Source: an optimization exercise on an open RTL-to-GDS flow (aim: small area and a short achievable clock period). Production flows keep margins and buffers that such runs may drop.
The series may have gaps, and a smaller design here may also do less where the tests do not look.
No run shown here included a check of the RTL's function; only the layout flow was run.
No activity file was given, so power comes from the tool's default toggle rates.

--- flow/design.v: outline only ---
// module divmodder: 2499 lines
module divmodder #(parameter WIDTH = 32, parameter LATENCY = 4) (
  input clock, input reset,
  input [WIDTH-1:0] in1, input [WIDTH-1:0] in2,
  output [WIDTH-1:0] div, output [WIDTH-1:0] mod);
  // ...
==> flow/flow/run.sh <==
#!/bin/bash
# The standard layout, with plain buf_1 cells as the port buffers
# (instead of the default delay-buffer cells), and timing repair asked
# to leave a setup margin, so that it speeds up the critical paths.
set -euo pipefail
bash standard.sh "BUFFER_PORTS_ARGS=-buffer_cell sky130_fd_sc_hd__buf_1" "SETUP_SLACK_MARGIN=64.5" finish > standard.log 2>&1
==> flow/standard.sh <==
#!/bin/bash
# synth_recipe.tcl (not shown) runs the flow's synth.tcl, then flattens the netlist and writes it again
# the make line also repeats each setting of config.mk as NAME=value (left out here)
make -C /OpenROAD-flow-scripts/flow DESIGN_CONFIG=/design/flow/config.mk WORK_HOME=/design/flow/orfs CLKGATE_MAP_FILE= SYNTH_SCRIPT=/design/flow/synth_recipe.tcl "${@:-finish}"
==> flow/config.mk <==
export PLATFORM = sky130hd
export DESIGN_NAME = divmodder
export DESIGN_NICKNAME = divmodder
export VERILOG_FILES = /design/flow/design.v
export SDC_FILE = /design/flow/constraint.sdc
export NUM_CORES = 4
export LEC_CHECK = 0
export ABC_AREA = 1
export CAP_MARGIN = 20
export CORE_MARGIN = 2
export CORE_UTILIZATION = 55
export SLEW_MARGIN = 20
==> flow/constraint.sdc <==
create_clock -name core_clock -period 85.0 [get_ports {clock}]
set_input_delay 17.0000 -clock core_clock [delete_from_list [all_inputs] [get_ports {clock}]]
set_output_delay 17.0000 -clock core_clock [all_outputs]
set_load 0.01 [all_outputs]
### Signal wires on met1, run 1

Supply wires on this layer in gray.
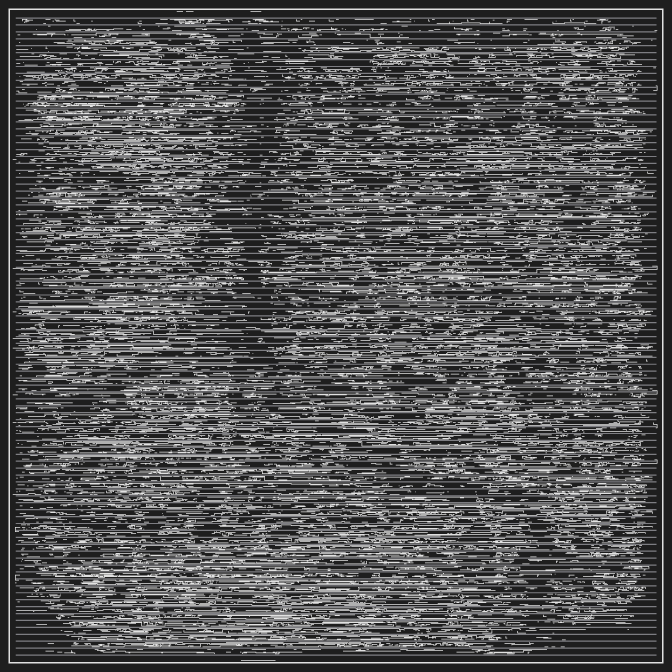
wire length on this layer = 45.6 mm
share of all routed wire = 45%
nets with wire on the layer = 5756
longest straight run = 87.9 µm

### Metal 2, run 1

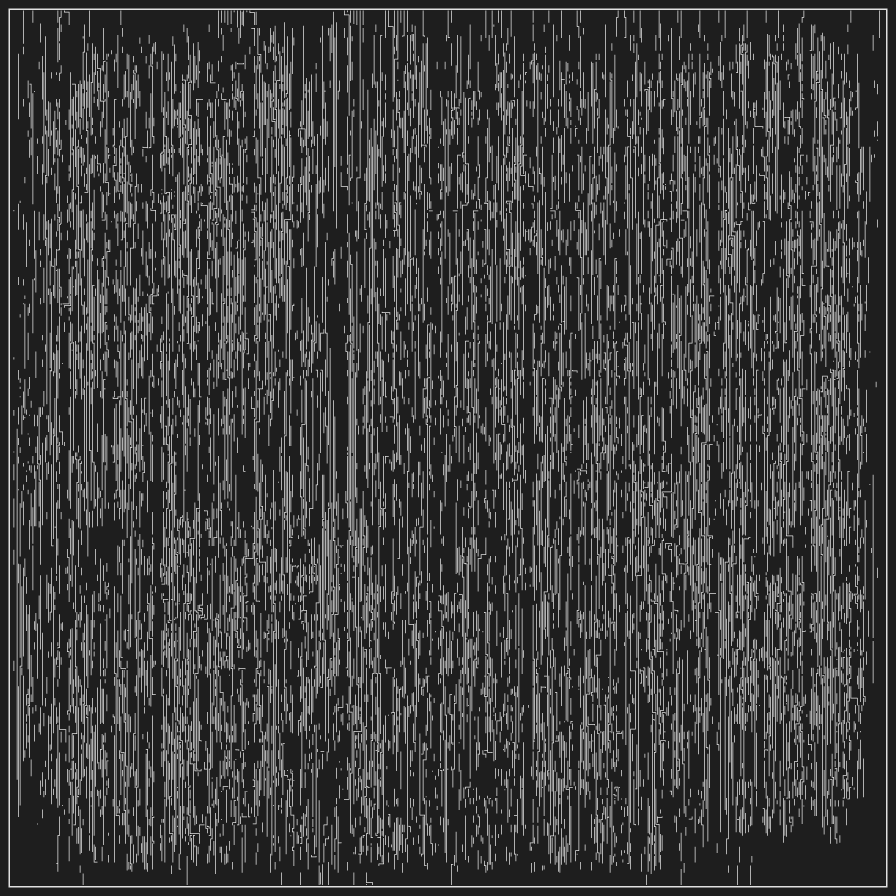
wire length on this layer = 48.1 mm
share of all routed wire = 48%
nets with wire on the layer = 4959
longest straight run = 111 µm

### Signal wires on met3, run 1

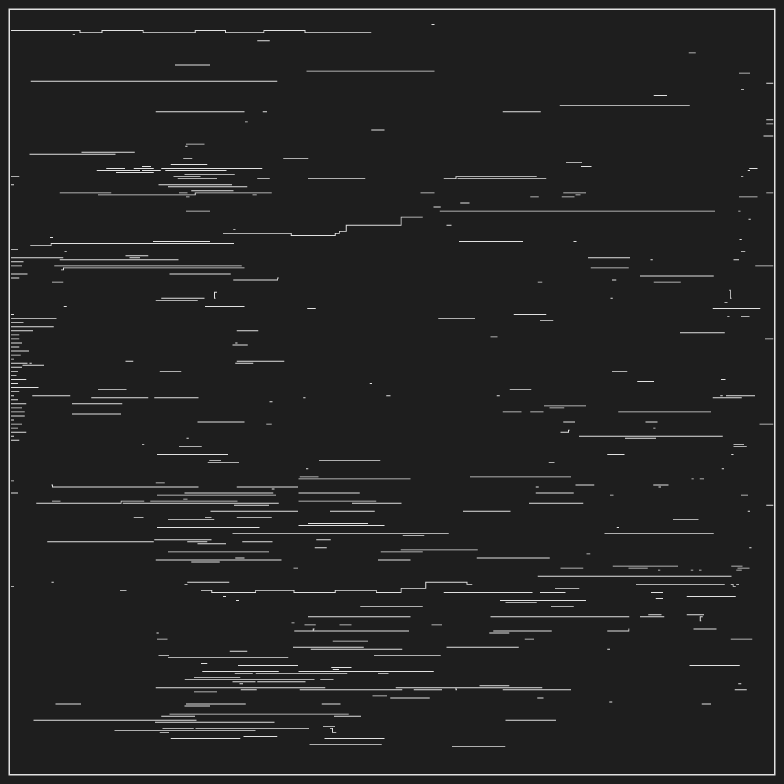
share of all routed wire = 4.8%
wire length on this layer = 4790 µm
nets with wire on the layer = 266
longest straight run = 92.0 µm
main direction = horizontal

==> results.txt, run 1 <==
status finished clean; non-filler cells, final 6264; worst hold slack 324 ps; syn_area_per_cell 6.86 µm²; Post-synth top cells 1403 x nand2_1, 657 x inv_1, 575 x nand3_1; cts bufs inserted 37; Worst Skew 30.8 ps; register area share after synthesis 0.169; Internal 0.358 mW; crit-path cells buf_1 -> or2_2 -> nor3_1 -> nand4_1 -> nor4b_1 -> inv_1 -> nor2_1 -> nor2_1 -> a21oi_1 -> fa_1 -> nand3b_1 -> nor4_1 -> inv_1 -> o21ai_0; chip height 256 µm; DR vias 33500; Peak supply drop 0.0200 mV; synthesized flop and latch total 295; fin. max-slew vios 0; CP Capture Type flip-flop; Clock Path Buffers 3; H-tree depth 2; dpl cell area 0.0361 mm²; final WL 101000 µm; Tmin final 19960 ps; gr usage total 0.287; Die X 256 µm; Final setup viols 0; P&R area growth vs syn 16.8%; Least-Margin Pin Slew 1100 ps; sequential power share 0.270; area leader, netlist ha_1; Psw 0.243 mW; Finished Cell Area about 0.041 mm²; layout cells sized above 1 0.146; routed vias/inst 5.35; max_cap viols 0; Clock Power Share 0.280; Power Dens Cells approximately 15 mW/mm²; switching share of power 0.405; r2r worst-path depth 137; root buffer cell clkbuf_16; Remaining DRCs 0; first-pass GRT wire length 154000 µm; gpl congestion about 0.9; floorplan core area approximately 0.063 mm²; hold path cells 0; clock latency (worst-skew pair) 580 ps; Leakage between 20 and 25 nW; Worst R2R Setup Slack about 65000 ps; vias in the first global route roughly 30000; initial antenna violation count 7; unrepaired setup endpoints after global routing false; Core Rows 92; CTS Hold Bufs 0; top cell type's share of synthesized area 0.176; Clock Sinks 295; Post-synth EDFFs 0; count leader, synth nand2_1
[run 1: placed cells by master (no fill, tap or decap), drive strengths merged, types with 13 or more instances in the layout]
| cell type | count |
|---|---|
| xor2 | 148 |
| o211ai | 18 |
| clkinvlp | 19 |
| nand2 | 1451 |
| a31oi | 20 |
| and2 | 88 |
| o21ai | 162 |
| dfxtp | 295 |
| ha | 493 |
| nand3b | 25 |
| nor2 | 237 |
| a21o | 38 |
| fa | 128 |
| nor3 | 45 |
| nand4 | 23 |
| o21bai | 27 |
| buf | 311 |
| a21oi | 270 |
| xnor2 | 95 |
| nor4 | 13 |
| nand3 | 607 |
| inv | 677 |
| or2 | 107 |
| clkbuf | 52 |
[run 1: routing by layer]
metal,global-route usage,routed length [µm]
met4,0.0664,2110
met2,0.507,48100
met5,0,0
met1,0.376,45600
met3,0.0292,4790
[run 1: power groups by stage]
stage	Sequential, mW	Clock, mW	Combinational (mW)
after floorplan	0.167	0	0.194
after global placement	0.165	0	0.243
after detailed placement	0.165	0	0.246
after CTS	0.162	0.172	0.251
after global routing	0.164	0.177	0.310
final	0.162	0.168	0.271
[run 1: cell type report]
| cell class | count | area, µm² | share of cell area |
|---|---|---|---|
| Timing Repair inverter | 3 | 17.5 | 0.000429 |
| Sequential cell | 295 | 5950 | 0.146 |
| Multi-Input combinational cell | 4046 | 27500 | 0.674 |
| Tap cell | 846 | 1060 | 0.0259 |
| Timing Repair Buffer | 320 | 2320 | 0.0567 |
| Inverter | 684 | 2690 | 0.0658 |
| Clock inverter | 25 | 300 | 0.00736 |
| Clock buffer | 43 | 988 | 0.0242 |
| Antenna cell | 2 | 5.00 | 0.000123 |
[run 1: worst max-delay path: cells and delay by family]
kind / cells / cell delay, ps
fa+ha+maj: 1 / 210
simple gates: 8 / 2000
compound gates: 2 / 670
buf+inv: 3 / 490
[run 1: kinds of logic after synthesis]
logic type      after synthesis  share of synthesized area
xor+xnor                    243                     0.0609
compound gates              573                     0.0960
simple gates               2590                      0.334
flops                       295                      0.169
fa+ha+maj                   621                      0.250
mux                           2                   0.000573
buf+inv                     773                     0.0901
[run 1: metrics by stage]
| stage | utilization | total power [mW] | worst slack [ps] |
|---|---|---|---|
| after floorplan | - | 0.360 | 65890 |
| after global placement | 0.574 | 0.408 | 61930 |
| after detailed placement | 0.574 | 0.412 | 61880 |
| after CTS | 0.606 | 0.586 | 64510 |
| after global routing | 0.648 | 0.651 | 64240 |
| final | 0.648 | 0.601 | 65040 |
[run 1: timing repair]
item	4_1_cts	5_1_grt
endpoints found under the setup margin	73	72
pin swaps	17	113
gates resized for setup	113	329
cloned	11	23
setup buffers	35	114
--- run 2 (diff from run 1) ---
--- a/flow/design.v
+++ b/flow/design.v
@@ -394,9 +394,17 @@
   wire ge12 = ~bw12[13] & ~hi12;
   wire [12:0] r13 = ge12 ? df12 : t12;
   wire [12:0] q13 = {q12, ge12};
-  wire [13:0] t13 = {r13, s1_a[18]};
-  wire hi13 = |s1_d[31:14];
-  wire [13:0] dd13 = s1_d[13:0];
+  reg [31:0] s2_d;
+  always @(posedge clock) s2_d <= s1_d;
+  reg [18:0] s2_a;
+  always @(posedge clock) s2_a <= s1_a[18:0];
+  reg [12:0] s2_r;
+  always @(posedge clock) s2_r <= r13;
+  reg [12:0] s2_q;
+  always @(posedge clock) s2_q <= q13;
+  wire [13:0] t13 = {s2_r, s2_a[18]};
+  wire hi13 = |s2_d[31:14];
+  wire [13:0] dd13 = s2_d[13:0];
   wire [13:0] pg13 = ~(t13 ^ dd13);
   wire [13:0] gg13 = ~t13 & dd13;
   wire G13_1 = gg13[1] | (pg13[1] & gg13[0]);
@@ -453,16 +461,8 @@
   wire [13:0] df13 = ~pg13 ^ bw13[13:0];
   wire ge13 = ~bw13[14] & ~hi13;
   wire [13:0] r14 = ge13 ? df13 : t13;
-  wire [13:0] q14 = {q13, ge13};
-  reg [31:0] s2_d;
-  always @(posedge clock) s2_d <= s1_d;
-  reg [17:0] s2_a;
-  always @(posedge clock) s2_a <= s1_a[17:0];
-  reg [13:0] s2_r;
-  always @(posedge clock) s2_r <= r14;
-  reg [13:0] s2_q;
-  always @(posedge clock) s2_q <= q14;
-  wire [14:0] t14 = {s2_r, s2_a[17]};
+  wire [13:0] q14 = {s2_q, ge13};
+  wire [14:0] t14 = {r14, s2_a[17]};
   wire hi14 = |s2_d[31:15];
   wire [14:0] dd14 = s2_d[14:0];
   wire [14:0] pg14 = ~(t14 ^ dd14);
@@ -527,7 +527,7 @@
   wire [14:0] df14 = ~pg14 ^ bw14[14:0];
   wire ge14 = ~bw14[15] & ~hi14;
   wire [14:0] r15 = ge14 ? df14 : t14;
-  wire [14:0] q15 = {s2_q, ge14};
+  wire [14:0] q15 = {q14, ge14};
   wire [15:0] t15 = {r15, s2_a[16]};
   wire hi15 = |s2_d[31:16];
   wire [15:0] dd15 = s2_d[15:0];
@@ -2488,12 +2488,13 @@
   wire [32:0] bw31 = {G31_80, G31_79, G31_78, G31_77, G31_76, G31_75, G31_74, G31_73, G31_72, G31_71, G31_70, G31_69, G31_68, G31_67, G31_66, G31_65, G31_56, G31_55, G31_54, G31_53, G31_52, G31_51, G31_50, G31_49, G31_36, G31_35, G31_34, G31_33, G31_18, G31_17, G31_1, gg31[0], 1'b0};
   wire [31:0] df31 = ~pg31 ^ bw31[31:0];
   wire ge31 = ~bw31[32] & ~hi31;
-  wire [31:0] r32 = ge31 ? df31 : t31;
   wire [31:0] q32 = {q31, ge31};
-  reg [31:0] s4_r;
-  always @(posedge clock) s4_r <= r32;
+  reg [31:0] s4_t;
+  always @(posedge clock) s4_t <= t31;
+  reg [31:0] s4_df;
+  always @(posedge clock) s4_df <= df31;
   reg [31:0] s4_q;
   always @(posedge clock) s4_q <= q32;
   assign div = s4_q;
-  assign mod = s4_r;
+  assign mod = (s4_q[0] ? s4_df : s4_t);
 endmodule
### Metal 2, run 2

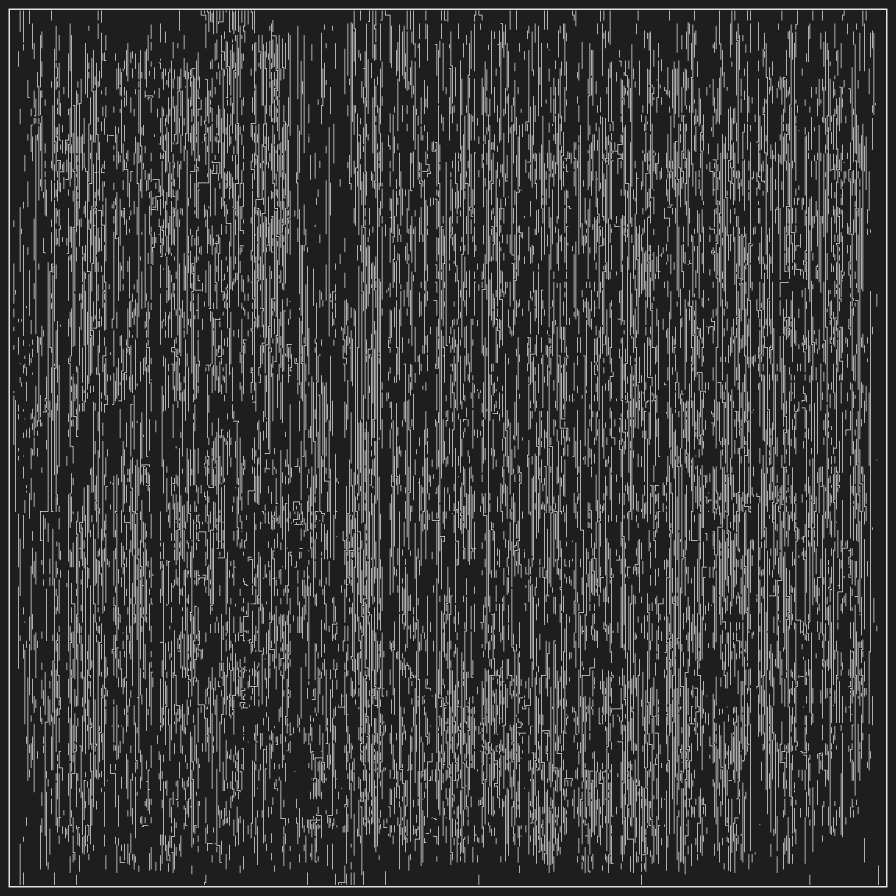
nets with wire on the layer = 4890
longest straight run = 137 µm
share of all routed wire = 48%
wire length on this layer = 48.8 mm

### Signal wires on met3, run 2

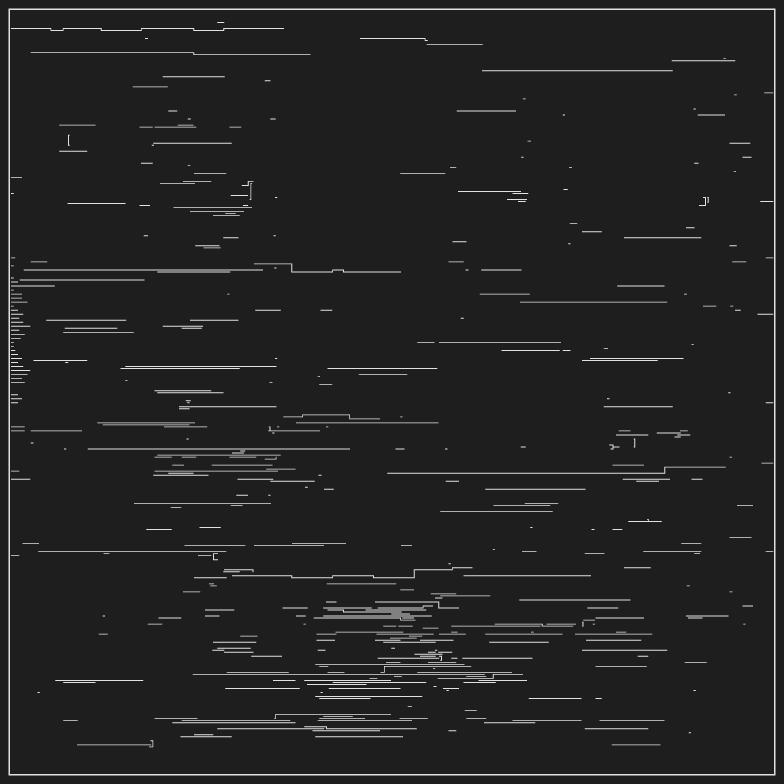
share of all routed wire = 4.8%
wire length on this layer = 4880 µm
main direction = horizontal

### M4 wires, run 2

Supply wires on this layer in gray.
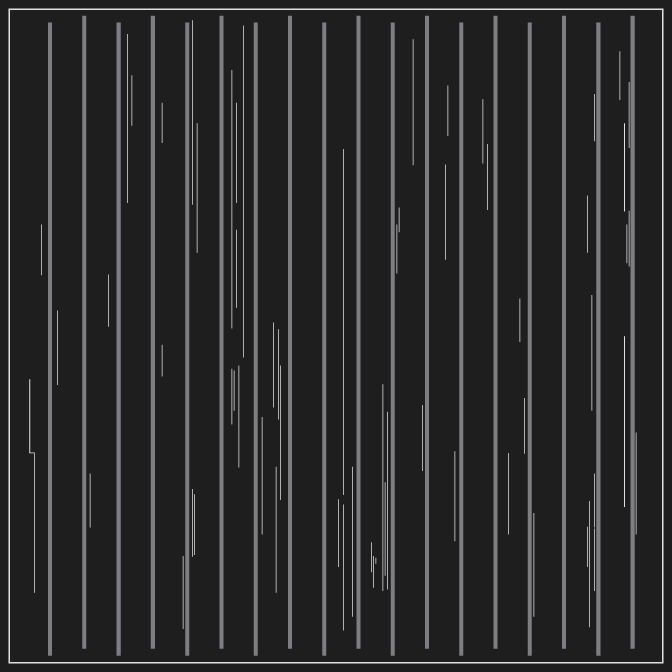
nets with wire on the layer = 46
main direction = vertical

### Signal wires on met1, run 2

Supply wires on this layer in gray.
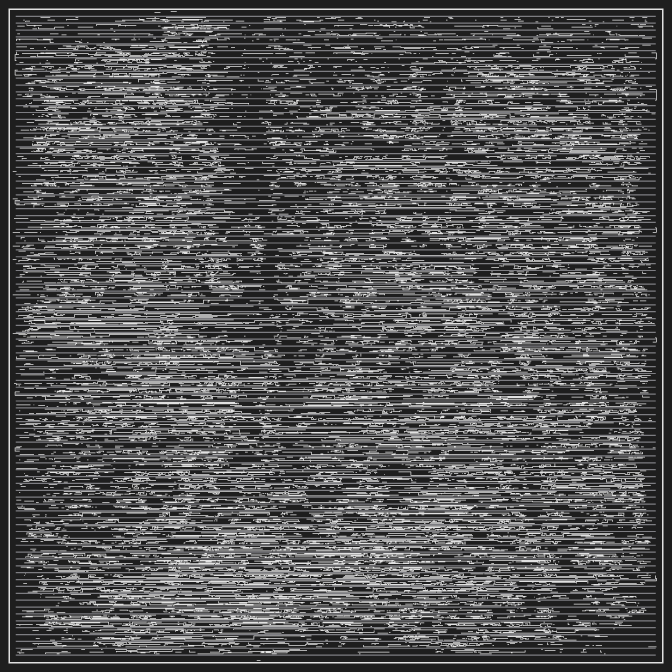
longest straight run = 98.2 µm
wire length on this layer = 45.7 mm
main direction = horizontal

==> results.txt, run 2 <==
Final setup viols 0; post-synthesis compound-gate area fraction 0.107; DR vias around 33000; count leader, synth nand2_1; area leader, netlist dfxtp_1; layout cells sized above 1 0.144; Synth Area in Simple Gates 0.300; Worst R2R Setup Slack 65450 ps; fin. max-slew vios 0; H-tree depth 2; root buffer cell clkbuf_16; cts bufs inserted between 40 and 50; first-pass GRT wire length between 150000 and 200000 µm; xor/xnor share of the synthesized area 0.0658; hold path cells 0; status finished clean; synthesized flop and latch total about 330; Tmin final 19690 ps; CP Capture Type flip-flop; Post-synth top cells 1402 x nand2_1, 655 x inv_1, 492 x ha_1; adder-cell share of the synthesized area 0.245; CTS Hold Bufs 0; max_cap viols 0; register area share after synthesis 0.184; chip height 258 µm; clock latency (worst-skew pair) 610 ps; gpl congestion 0.939; Die X 258 µm; Power Dens Cells 15.5 mW/mm²; syn_area_per_cell about 7 µm²; unrepaired setup endpoints after global routing false; Worst Skew between 30 and 40 ps; routed vias/inst 5.34; Worst Slack Setup Final around 65000 ps; Peak supply drop 0.0193 mV; vias in the first global route 30500; crit-path cells buf_1 -> or2_2 -> nor3_1 -> nand4_1 -> nor4b_1 -> inv_1 -> nor2_1 -> nor2_1 -> a21oi_1 -> fa_1 -> nand3b_1 -> nor4_1 -> inv_1 -> o21ai_0; Clock Path Buffers 3; floorplan core area between 0.06 and 0.07 mm²; Least-Margin Pin Slew 1160 ps; mux share of post-synthesis cell area 0.0113; Remaining DRCs 0; Clock Sinks 326; gr usage total 0.287; Post-synth EDFFs 0
## run 2: kinds of logic (layout without fill, tap and decap cells)
kind of cell | Yosys count | after routing
AO/OA/AOI/OAI | 638 | 639
AND/OR/NAND/NOR | 2402 | 2427
adder cells (fa/ha/maj) | 620 | 620
XOR/XNOR | 267 | 267
flip-flops | 326 | 326
other | 0 | 2
multiplexers | 36 | 36
buffers and inverters | 773 | 1086
## run 2: per-layer routing
| metal | vias to the layer above | part of all wire | track usage |
|---|---|---|---|
| met5 | - | 0 | 0 |
| met4 | 0 | 0.023 | 0.0663 |
| met3 | 137 | 0.048 | 0.0308 |
| met1 | 15400 | 0.45 | 0.376 |
| li1 | 17100 | - | - |
| met2 | 705 | 0.48 | 0.506 |
## run 2: power breakdown
group | internal, mW | switching (mW)
sequential | 0.171 | 0.0120
clock | 0.108 | 0.0762
combinational | 0.111 | 0.159
## run 2: timing repair
action	4_1_cts	5_1_grt
setup endpoints to repair	68	69
gates resized for setup	73	247
cloned	13	29
pin swaps	10	62
buffers inserted	35	127
## run 2: stage by stage
step | std cells | utilization | total power [mW] | area, µm² | hold WS [ps]
after floorplan | 5062 | - | 0.382 | 35500 | 310
after global placement | 5979 | 0.573 | 0.434 | 36700 | 310
after detailed placement | 5979 | 0.573 | 0.438 | 36700 | 312
after CTS | 6100 | 0.606 | 0.627 | 38900 | 324
after global routing | 6257 | 0.643 | 0.688 | 41300 | 329
final | 6258 | 0.643 | 0.637 | 41300 | 324
## run 2: area by class of cell
cell class                 count  area (µm²)  area share
clock buffer                  52        1160      0.0281
inverter                     685        2650      0.0642
timing repair buffer         321        2250      0.0545
antenna                        2        5.00    0.000121
sequential                   326        6570       0.159
clock inverter                21         300     0.00728
multi-input combinational   3989       27200       0.659
tap                          855        1070      0.0259
timing repair inverter         7        48.8     0.00118
## run 2: critical path: cells and delay by family
kind            cells  cell delay [ps]
compound gates      2              630
fa+ha+maj           1              240
buf+inv             3              430
simple gates        8             1840
--- run 3 (diff from run 2) ---
==> flow/flow/run.sh (replaced) <==
#!/bin/bash
# The standard layout, with plain buf_1 cells as the port buffers
# (instead of the default delay-buffer cells), and timing repair asked
# to leave a setup margin, so that it speeds up the critical paths.
set -euo pipefail
bash standard.sh "BUFFER_PORTS_ARGS=-buffer_cell sky130_fd_sc_hd__buf_1" "SETUP_SLACK_MARGIN=65" finish > standard.log 2>&1
--- a/flow/config.mk
+++ b/flow/config.mk
@@ -8,5 +8,5 @@
 export ABC_AREA = 1
 export CAP_MARGIN = 20
 export CORE_MARGIN = 2
-export CORE_UTILIZATION = 55
+export CORE_UTILIZATION = 40
 export SLEW_MARGIN = 20
### M4 wires, run 3

Supply wires on this layer in gray.
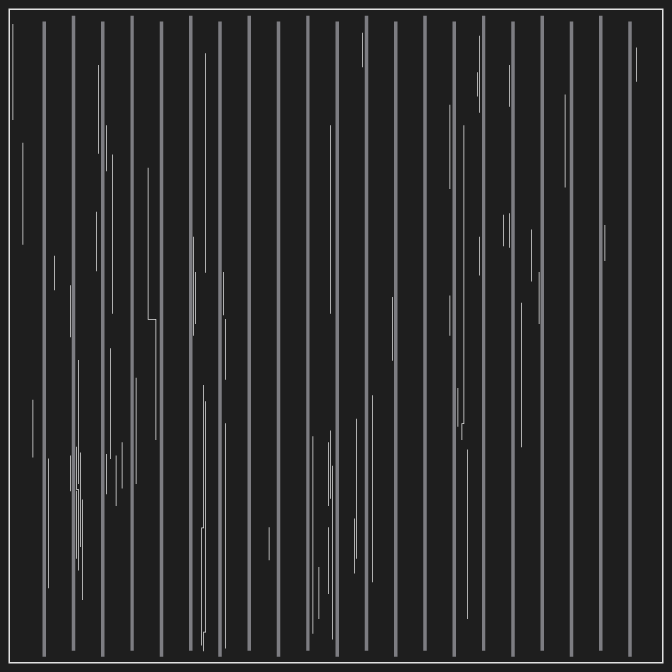
final WL: 102000 µm
DR vias: 33000

### Signal wires on met1, run 3

Supply wires on this layer in gray.
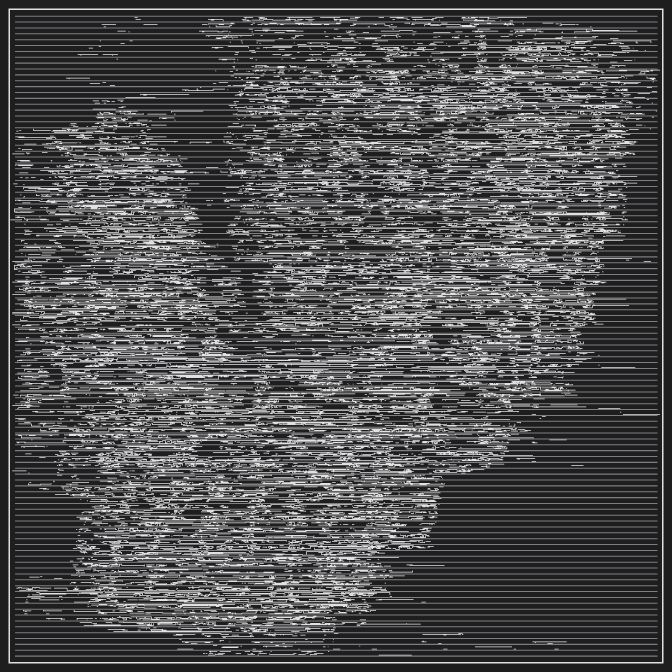
met1 global-route usage: 0.279

### Signal wires on met3, run 3

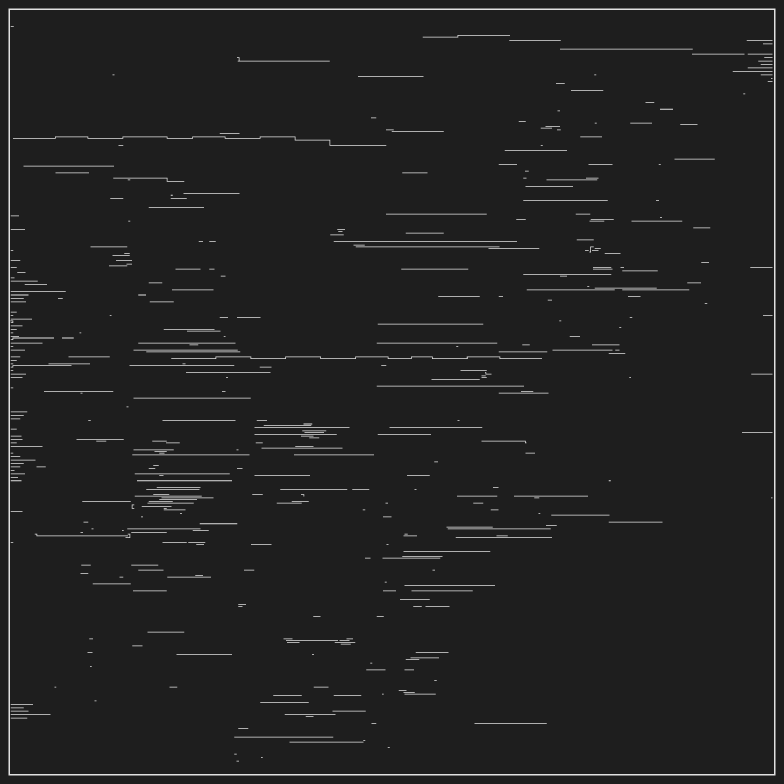
met3 usage: 0.0175

### Metal 2, run 3

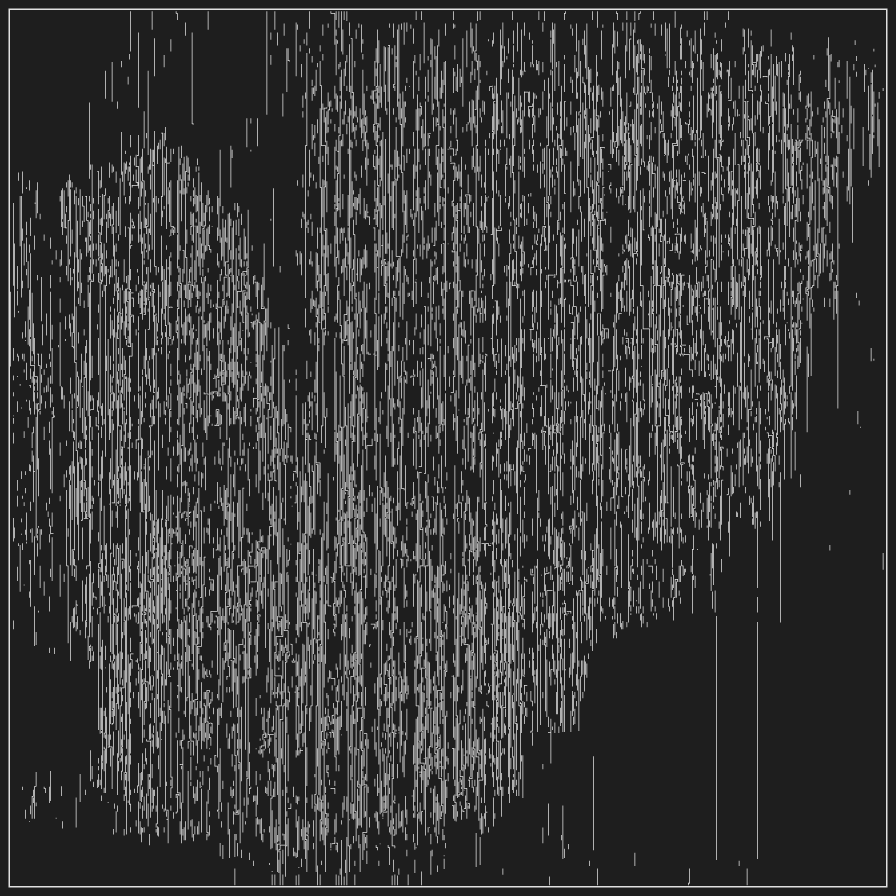
nets with wire on the layer = 4851
main direction = vertical
longest straight run = 122 µm

==> results.txt, run 3 <==
status finished clean; layout cells sized above 1 0.153; register area share after synthesis 0.184; max_cap viols 0; H-tree depth 2; first-pass GRT wire length 155000 µm; Remaining DRCs 0; fin. max-slew vios 0; Worst R2R Setup Slack 66110 ps; Leakage 21.5 nW; CTS Hold Bufs 0; Finished Cell Area 0.0420 mm²; root buffer cell clkbuf_16; gpl congestion 0.911; chip height 302 µm; count leader, synth nand2_1; CP Capture Type flip-flop; Tmin final 19580 ps; Least-Margin Pin Slew 1010 ps; most common cell after layout, fill and taps aside nand2_1; cts bufs inserted 40; synthesized flop and latch total between 300 and 400; Clock Sinks 326; Final setup viols 0; worst hold slack around 320 ps; vias in the first global route 30600; unrepaired setup endpoints after global routing false; gr usage total 0.210; routed vias/inst ~5.0; most frequent cells in the layout 1359 x nand2_1, 628 x inv_1, 462 x ha_1, 454 x nand3_1, 308 x dfxtp_1; Peak supply drop 0.0197 mV; Power Dens Cells around 15 mW/mm²; dpl cell area between 0.03 and 0.04 mm²; hold path cells 0; Worst Skew between 40 and 50 ps; Die X 302 µm; Post-synth EDFFs 0; P&R area growth vs syn 18.3%; syn_area_per_cell approximately 7.0 µm²
## run 3: cell count changes in the layout (fill, tap and decap cells not counted), moves of 7 or more
cell       before   now
nand2_2        64    76
ha_4           12    30
a21oi_2        33    44
a21oi_1       228   219
ha_1          480   462
clkbuf_16      48    55
buf_4         162   143
nand2_1      1370  1359
o21ai_0        92    80
inv_1         635   628
## run 3: final cells by class
cell class / instances / area [µm²]
Sequential cell: 326 / 6560
Inverter: 685 / 2660
Fill cell: 8825 / 46200
Clock inverter: 23 / 279
Clock buffer: 48 / 1080
Multi-Input combinational cell: 3980 / 27500
Timing Repair inverter: 7 / 53.8
Tap cell: 1165 / 1460
Timing Repair Buffer: 317 / 2440
Antenna cell: 1 / 2.50
## run 3: repair_timing
action	in CTS	in global routing
gates cloned	10	29
hold endpoints to repair	0	0
pin swaps	7	86
gates resized for setup	91	325
endpoints found under the setup margin	71	69
buffers inserted	30	111
## run 3: cell families after synthesis
group           after synthesis  synth area share
xor+xnor                    267            0.0658
simple gates               2402             0.300
compound gates              638             0.107
mux                          36            0.0113
buf+inv                     773            0.0868
flops                       326             0.184
fa+ha+maj                   620             0.245
## run 3: worst max-delay path, cell delays in order
cell and delay [ps]:
buf_1 160, or2_2 310, nor3_1 160, nand4_1 240
nor4b_1 480, inv_1 110, nor2_1 190, nor2_1 70
a21oi_1 210, fa_1 220, nand3b_1 80, nor4_1 490
inv_1 140, o21ai_0 230
## run 3: per-layer routing
layer / wire, µm / global-route usage
met1: 47200 / 0.279
met5: 0 / 0
met2: 47500 / 0.364
met3: 4170 / 0.0175
met4: 2690 / 0.0565
## run 3: report_power, final
group / internal (mW) / total (mW) / switching (mW)
registers: 0.171 / 0.183 / 0.0114
clock network: 0.102 / 0.176 / 0.0745
logic: 0.114 / 0.275 / 0.162
## run 3: stage by stage
step           power (mW)  setup WS (ps)  std cells   util
2_1_floorplan       0.382          65890       5062      -
3_3_place_gp        0.433          62210       6300  0.422
3_5_place_dp        0.438          62060       6300  0.422
4_1_cts             0.623          65000       6411  0.445
5_1_grt             0.689          64650       6551  0.476
6_report            0.635          65420       6552  0.477
--- run 4 (diff from run 3) ---
--- a/flow/design.v
+++ b/flow/design.v
@@ -12,9 +12,17 @@
   wire ge0 = ~bw0[1] & ~hi0;
   wire [0:0] r1 = ge0 ? df0 : t0;
   wire [0:0] q1 = ge0;
-  wire [1:0] t1 = {r1, in1[30]};
-  wire hi1 = |in2[31:2];
-  wire [1:0] dd1 = in2[1:0];
+  reg [31:0] s1_d;
+  always @(posedge clock) s1_d <= in2;
+  reg [30:0] s1_a;
+  always @(posedge clock) s1_a <= in1[30:0];
+  reg [0:0] s1_r;
+  always @(posedge clock) s1_r <= r1;
+  reg [0:0] s1_q;
+  always @(posedge clock) s1_q <= q1;
+  wire [1:0] t1 = {s1_r, s1_a[30]};
+  wire hi1 = |s1_d[31:2];
+  wire [1:0] dd1 = s1_d[1:0];
   wire [1:0] pg1 = ~(t1 ^ dd1);
   wire [1:0] gg1 = ~t1 & dd1;
   wire G1_1 = gg1[1] | (pg1[1] & gg1[0]);
@@ -23,16 +31,8 @@
   wire [1:0] df1 = ~pg1 ^ bw1[1:0];
   wire ge1 = ~bw1[2] & ~hi1;
   wire [1:0] r2 = ge1 ? df1 : t1;
-  wire [1:0] q2 = {q1, ge1};
-  reg [31:0] s1_d;
-  always @(posedge clock) s1_d <= in2;
-  reg [29:0] s1_a;
-  always @(posedge clock) s1_a <= in1[29:0];
-  reg [1:0] s1_r;
-  always @(posedge clock) s1_r <= r2;
-  reg [1:0] s1_q;
-  always @(posedge clock) s1_q <= q2;
-  wire [2:0] t2 = {s1_r, s1_a[29]};
+  wire [1:0] q2 = {s1_q, ge1};
+  wire [2:0] t2 = {r2, s1_a[29]};
   wire hi2 = |s1_d[31:3];
   wire [2:0] dd2 = s1_d[2:0];
   wire [2:0] pg2 = ~(t2 ^ dd2);
@@ -45,7 +45,7 @@
   wire [2:0] df2 = ~pg2 ^ bw2[2:0];
   wire ge2 = ~bw2[3] & ~hi2;
   wire [2:0] r3 = ge2 ? df2 : t2;
-  wire [2:0] q3 = {s1_q, ge2};
+  wire [2:0] q3 = {q2, ge2};
   wire [3:0] t3 = {r3, s1_a[28]};
   wire hi3 = |s1_d[31:4];
   wire [3:0] dd3 = s1_d[3:0];
### Signal wires on met3, run 4

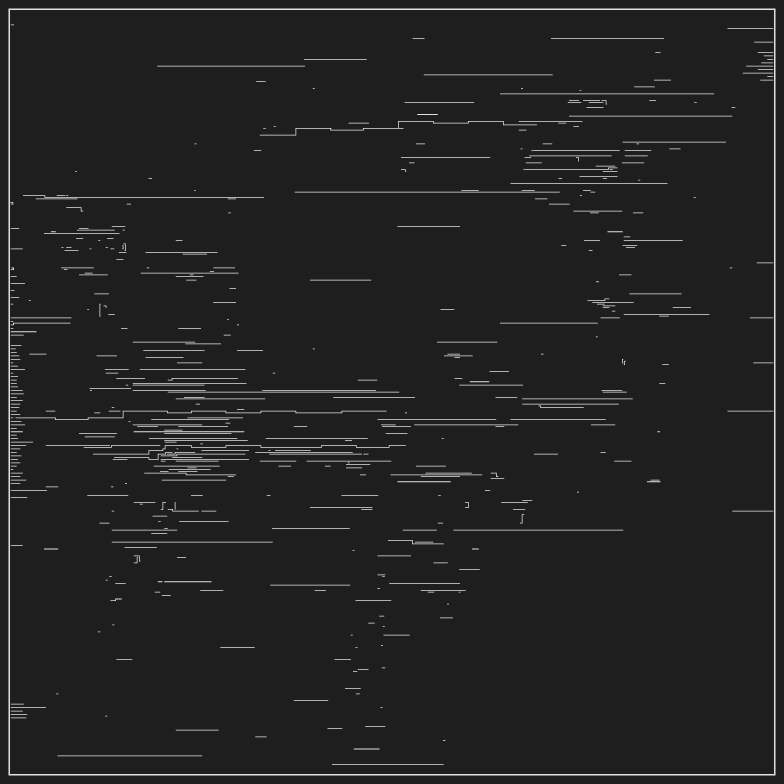
share of all routed wire = 4.9%
longest straight run = 104 µm

### Signal wires on met1, run 4

Supply wires on this layer in gray.
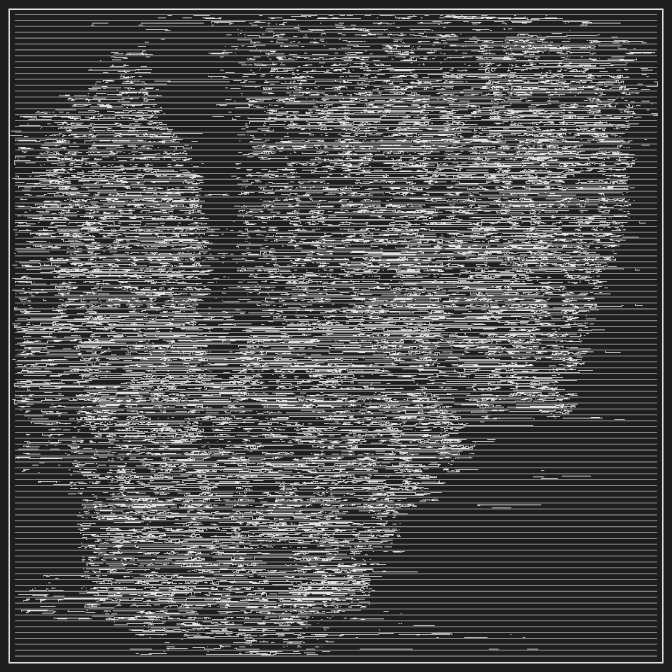
nets with wire on the layer = 5783
longest straight run = 86.9 µm
wire length on this layer = 47.8 mm
main direction = horizontal

### M4 wires, run 4

Supply wires on this layer in gray.
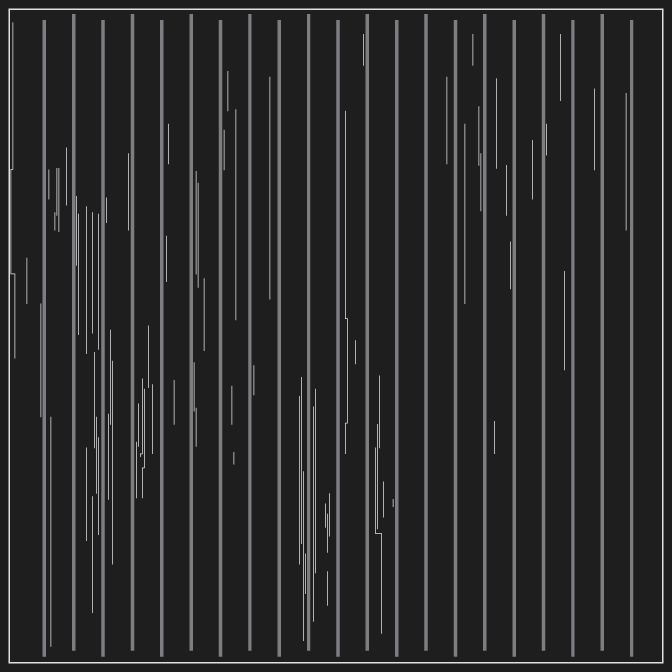
wire length on this layer = 3240 µm
nets with wire on the layer = 60
longest straight run = 106 µm
main direction = vertical
share of all routed wire = 3.1%

### Metal 2, run 4

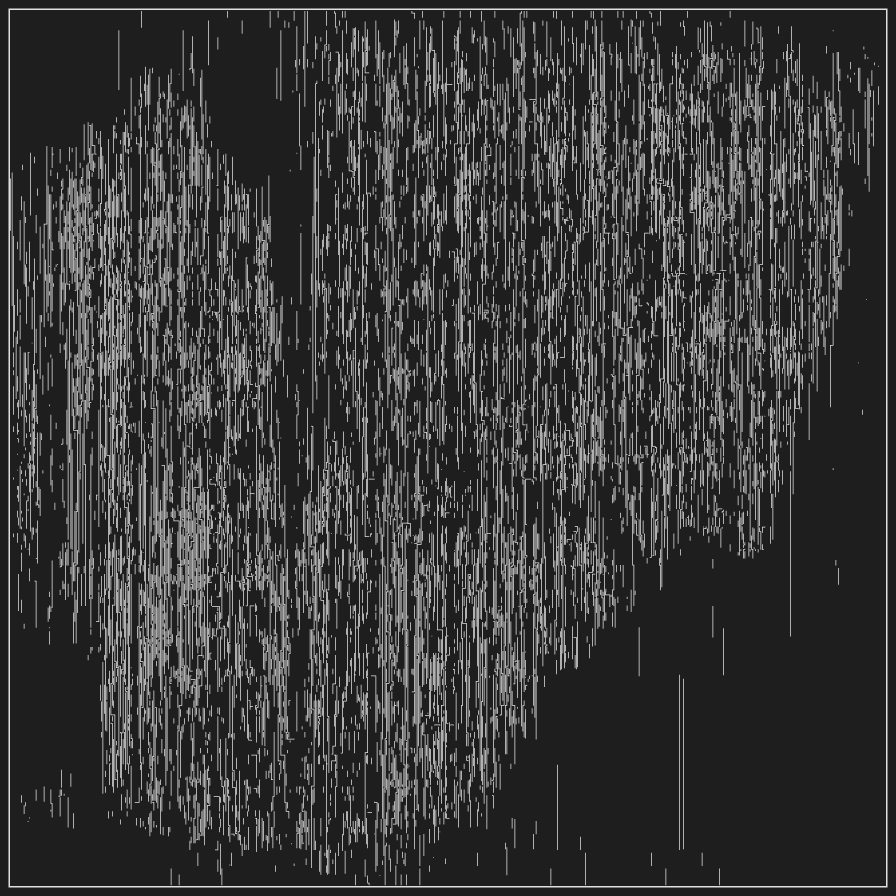
final WL: 104000 µm
DR vias: 33600
GR Layer Usage met2: 0.359

==> results.txt, run 4 <==
status finished clean; floorplan core area 0.0880 mm²; H-tree depth 2; most common cell after layout, fill and taps aside nand2_1; Die X 301 µm; Internal 0.392 mW; Peak supply drop between 0.015 and 0.02 mV; fin. max-slew vios 0; sequential power share 0.284; dpl cell area approximately 0.037 mm²; Power Dens Cells 15.0 mW/mm²; area leader, netlist dfxtp_1; register area share after synthesis 0.184; Clock Power Share 0.274; Synth Area in Simple Gates 0.297; Post-synth top cells 1386 x nand2_1, 641 x inv_1, 492 x ha_1; Core Util, Final 0.487; Final setup viols 0; Leakage 21.9 nW; top cell type's share of synthesized area 0.184; switching share of power 0.389; initial antenna violation count 2; Clock Sinks 325; chip height 301 µm; Storage cell area 0.00656 mm²; CP Capture Type flip-flop; root buffer cell clkbuf_16; count leader, synth nand2_1; cts bufs inserted 39; xor/xnor share of the synthesized area 0.0686; gpl congestion about 0.9; routed vias/inst around 5.1; most frequent CP cell buf_4; unrepaired setup endpoints after global routing false; filler instances just under 9000; Finished Cell Area between 0.04 and 0.05 mm²
-- run 4: cell count changes in the layout (fill, tap and decap cells not counted), moves of 12 or more --
cell	delta
a21oi_1	-15
inv_1	-17
nand2_2	+16
nand3_2	+12
buf_4	+58
nand2_1	-45
or2_2	-15
-- run 4: power groups by stage --
stage | Clock [mW] | Sequential (mW) | Combinational, mW
CTS | 0.181 | 0.183 | 0.261
floorplan | 0 | 0.181 | 0.200
finish | 0.176 | 0.182 | 0.283
global placement | 0 | 0.185 | 0.248
detailed placement | 0 | 0.186 | 0.252
global route | 0.188 | 0.184 | 0.323
-- run 4: cell type report --
cell class	count	share of cell area
well taps	1165	0.0340
inverters	671	0.0613
flip-flops and latches	325	0.153
repair buffers	393	0.0742
clock inverters	19	0.00663
diodes	1	0.0000584
clock buffers	53	0.0252
multi-input cells	3961	0.645
repair inverters	5	0.000876
-- run 4: kinds of logic (layout without fill, tap and decap cells) --
logic type | after synthesis | after routing
AO/OA/AOI/OAI | 637 | 637
flip-flops | 325 | 325
buffers and inverters | 760 | 1141
multiplexers | 35 | 35
adder cells (fa/ha/maj) | 620 | 620
AND/OR/NAND/NOR | 2373 | 2392
XOR/XNOR | 277 | 277
other | 0 | 1
-- run 4: critical path, delay by kind of cell, from the launching register on --
family,cells,cell delay (ps)
and+or+nand+nor,53,5540
buffers and inverters,42,4910
AOI/OAI and AO/OA,33,4700
DFF,1,340
adders and majority gates,13,3670
-- run 4: stage by stage --
step | hold WS, ps | setup slack [ps]
final | 303 | 65690
after global routing | 322 | 64610
after CTS | 296 | 65010
after detailed placement | 312 | 61540
after global placement | 311 | 61650
after floorplan | 310 | 65780
-- run 4: timing repair --
action / CTS / global route
hold endpoints to repair: 0 / 0
setup endpoints to repair: 72 / 70
setup buffers: 81 / 134
pin swaps: 32 / 129
gates resized for setup: 164 / 358
gates cloned: 15 / 27
-- run 4: layer usage --
metal	wire length (µm)	GRT usage	part of all wire	vias up
met4	3240	0.0667	0.031	0
met5	0	0	0	-
met3	5120	0.0274	0.049	170
met2	48000	0.359	0.46	734
met1	47800	0.280	0.46	15500
li1	-	-	-	17200
==> run 5: too many edits to list; what changed since run 4 <==
flow/design.v: 2500 -> 2509 lines; modules unchanged: 0
  divmodder: edited, 2500 -> 2509 lines
### Signal wires on met1, run 5

Supply wires on this layer in gray.
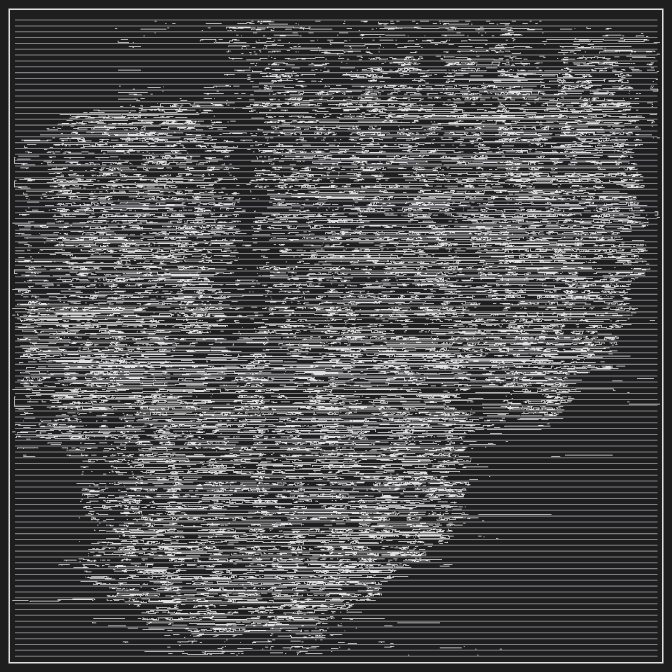
met1 global-route usage: 0.275
DR vias: 34400
final WL: 104000 µm

### M4 wires, run 5

Supply wires on this layer in gray.
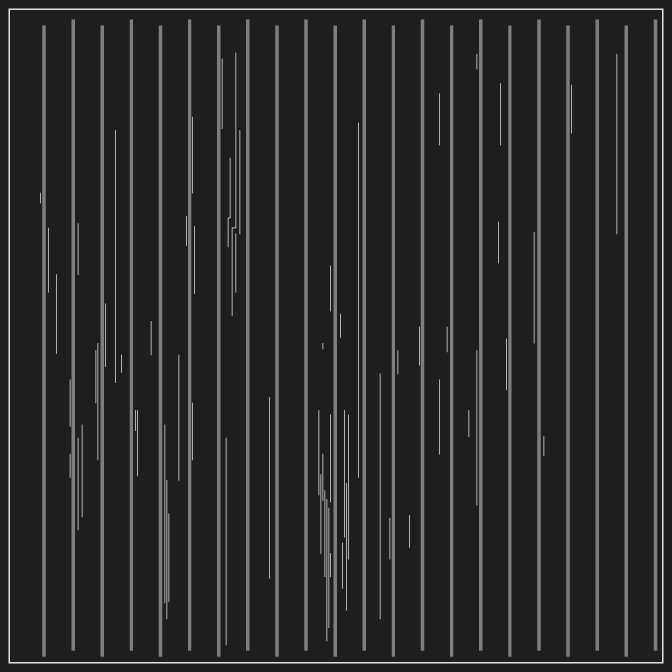
nets with wire on the layer = 47
main direction = vertical
wire length on this layer = 2610 µm
share of all routed wire = 2.5%
longest straight run = 165 µm

### Signal wires on met3, run 5

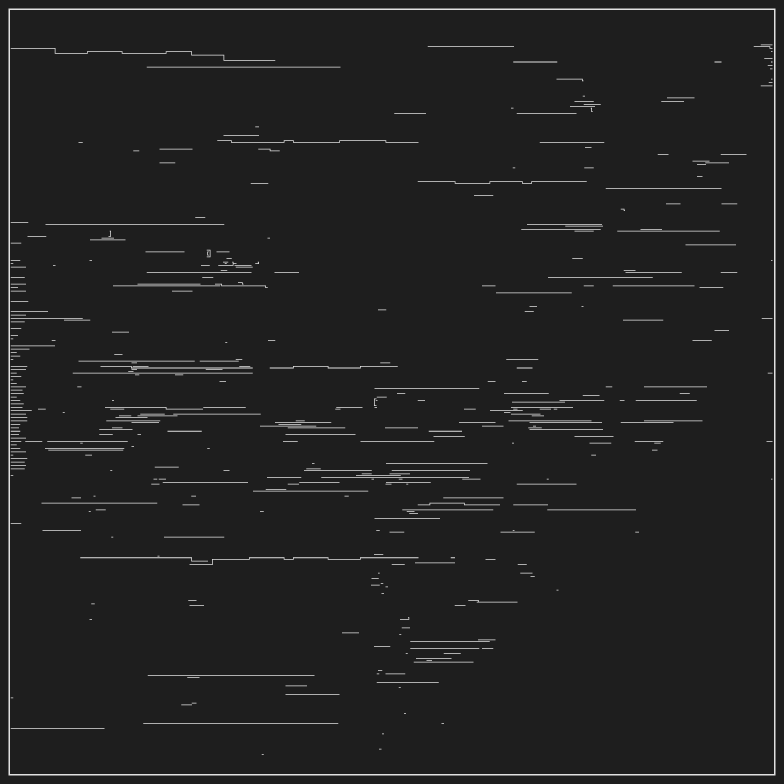
met3 usage: 0.0234

### Metal 2, run 5

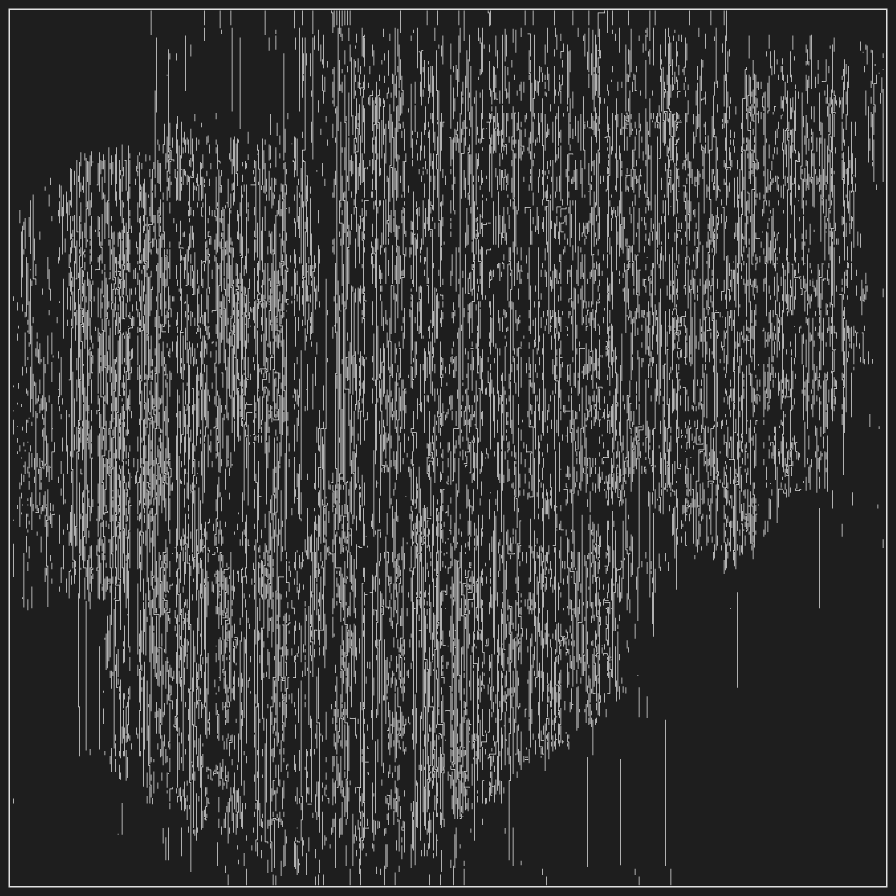
GR Layer Usage met2: 0.377

==> results.txt, run 5 <==
status finished clean; register area share after synthesis 0.182; gpl congestion 0.879; H-tree depth 2; first-pass GRT wire length around 160000 µm; fin. max-slew vios 0; Post-synth EDFFs 0; Die X 304 µm; CP top delay family simple AND/OR/NAND/NOR gates; critical path's slowest cell fa_1; initial antenna violation count 3; P&R area growth vs syn 21.7%; most frequent CP cell nand2_2; Logic pwr share 0.430; Worst Skew 32.3 ps; floorplan core area 0.0888 mm²; Internal 0.389 mW; root buffer cell clkbuf_16; Psw 0.239 mW; count leader, synth nand2_1; sequential power share 0.289; chip height 304 µm; Finished Cell Area 0.0438 mm²; cts bufs inserted 40; Leakage between 20 and 25 nW; Clock Power Share 0.281; max_cap viols 0; Crit path depth around 140; Final setup viols 0; unrepaired setup endpoints after global routing true; Worst R2R Setup Slack 65560 ps; top cell type's share of synthesized area 0.182; routed vias/inst 5.07; Multi-input gate area 0.0288 mm²; Post-synth top cells 1447 x nand2_1, 704 x inv_1, 616 x nand3_1; gr usage total 0.213; syn_area_per_cell approximately 6.9 µm²; layout cells sized above 1 0.177
run 5: changes by cell type in the layout (fill, tap and decap cells not counted), moves of 30 or more:
cell | previous run | this run
xor2_1 | 170 | 126
o21ai_1 | 64 | 20
and2_1 | 49 | 117
a21oi_1 | 204 | 234
o21ai_2 | 59 | 25
nand3_1 | 445 | 566
inv_1 | 611 | 650
run 5: final cells by class:
type	count	share of cell area
clock inverters	18	0.00546
clock buffers	54	0.0257
repair inverters	2	0.000371
repair buffers	373	0.0633
flip-flops and latches	327	0.151
well taps	1165	0.0333
inverters	718	0.0644
multi-input cells	4131	0.657
run 5: cell families (layout without fill, tap and decap cells):
family | after synthesis | after routing | synth area share
AO/OA/AOI/OAI | 544 | 544 | 0.0883
XOR/XNOR | 228 | 228 | 0.0555
adder cells (fa/ha/maj) | 622 | 622 | 0.243
buffers and inverters | 786 | 1165 | 0.0861
flip-flops | 327 | 327 | 0.182
multiplexers | 35 | 35 | 0.0109
AND/OR/NAND/NOR | 2696 | 2702 | 0.334
run 5: through the flow:
step | hold slack (ps) | utilization | worst slack (ps) | instances
2_1_floorplan | 310 | - | 65450 | 5238
3_3_place_gp | 310 | 0.425 | 61110 | 6496
3_5_place_dp | 312 | 0.425 | 60910 | 6496
4_1_cts | 322 | 0.457 | 65000 | 6627
5_1_grt | 331 | 0.493 | 64460 | 6788
6_report | 314 | 0.493 | 65560 | 6788
run 5: layer usage:
layer / global-route usage / vias to the layer above / wire length, µm
met5: 0 / - / 0
met4: 0.0543 / 0 / 2610
met3: 0.0234 / 142 / 4220
met2: 0.377 / 602 / 49200
met1: 0.275 / 15900 / 47800
li1: - / 17800 / -
run 5: power groups by stage:
stage / clock (mW) / combinational, mW / sequential [mW]
detailed placement: 0 / 0.233 / 0.185
global route: 0.188 / 0.307 / 0.184
finish: 0.176 / 0.270 / 0.182
global placement: 0 / 0.229 / 0.185
CTS: 0.183 / 0.244 / 0.182
floorplan: 0 / 0.184 / 0.182
run 5: repair_timing:
action,in CTS,in global routing
gates resized for setup,260,457
endpoints found under the setup margin,105,102
gates cloned,8,11
buffers inserted,51,150
pin swaps,45,192

==> separate check: timing with driven ports <==
How much do the figures lean on ideal ports? The routed layouts below were timed once more, with nothing changed but the port constraints.
Step 1, drivers: a clkbuf_16 drives clock and a buf_2 each remaining input, both assumed.
Step 2 also shifts input and output timing later by t, the mid clock arrival at the registers, as if the neighbouring blocks saw the same clock.
Slacks: ideal ports / drivers / drivers and shift; pairs: ideal ports / drivers.
run | t, ns | setup WS [ns] | worst setup path at the end | worst register clock-pin slew, ns | cell pins on the clock port's net
run 1 | 0.627 | 65.039 / 65.084 / 64.457 | input to register | 0.07 / 0.07 | 1
run 2 | 0.655 | 65.308 / 65.353 / 64.698 | input to register | 0.07 / 0.07 | 1
run 3 | 0.668 | 65.415 / 65.453 / 64.785 | input to register | 0.08 / 0.08 | 1
run 4 | 0.677 | 65.690 / 65.690 / 65.690 | register to register | 0.07 / 0.07 | 1
run 5 | 0.671 | 65.564 / 65.564 / 65.322 | input to register | 0.06 / 0.06 | 1
After both steps every run listed still meets setup and hold. The setup slack of run 3, which loses most, moves by +0.038 ns with the drivers and by -0.630 ns with both steps.
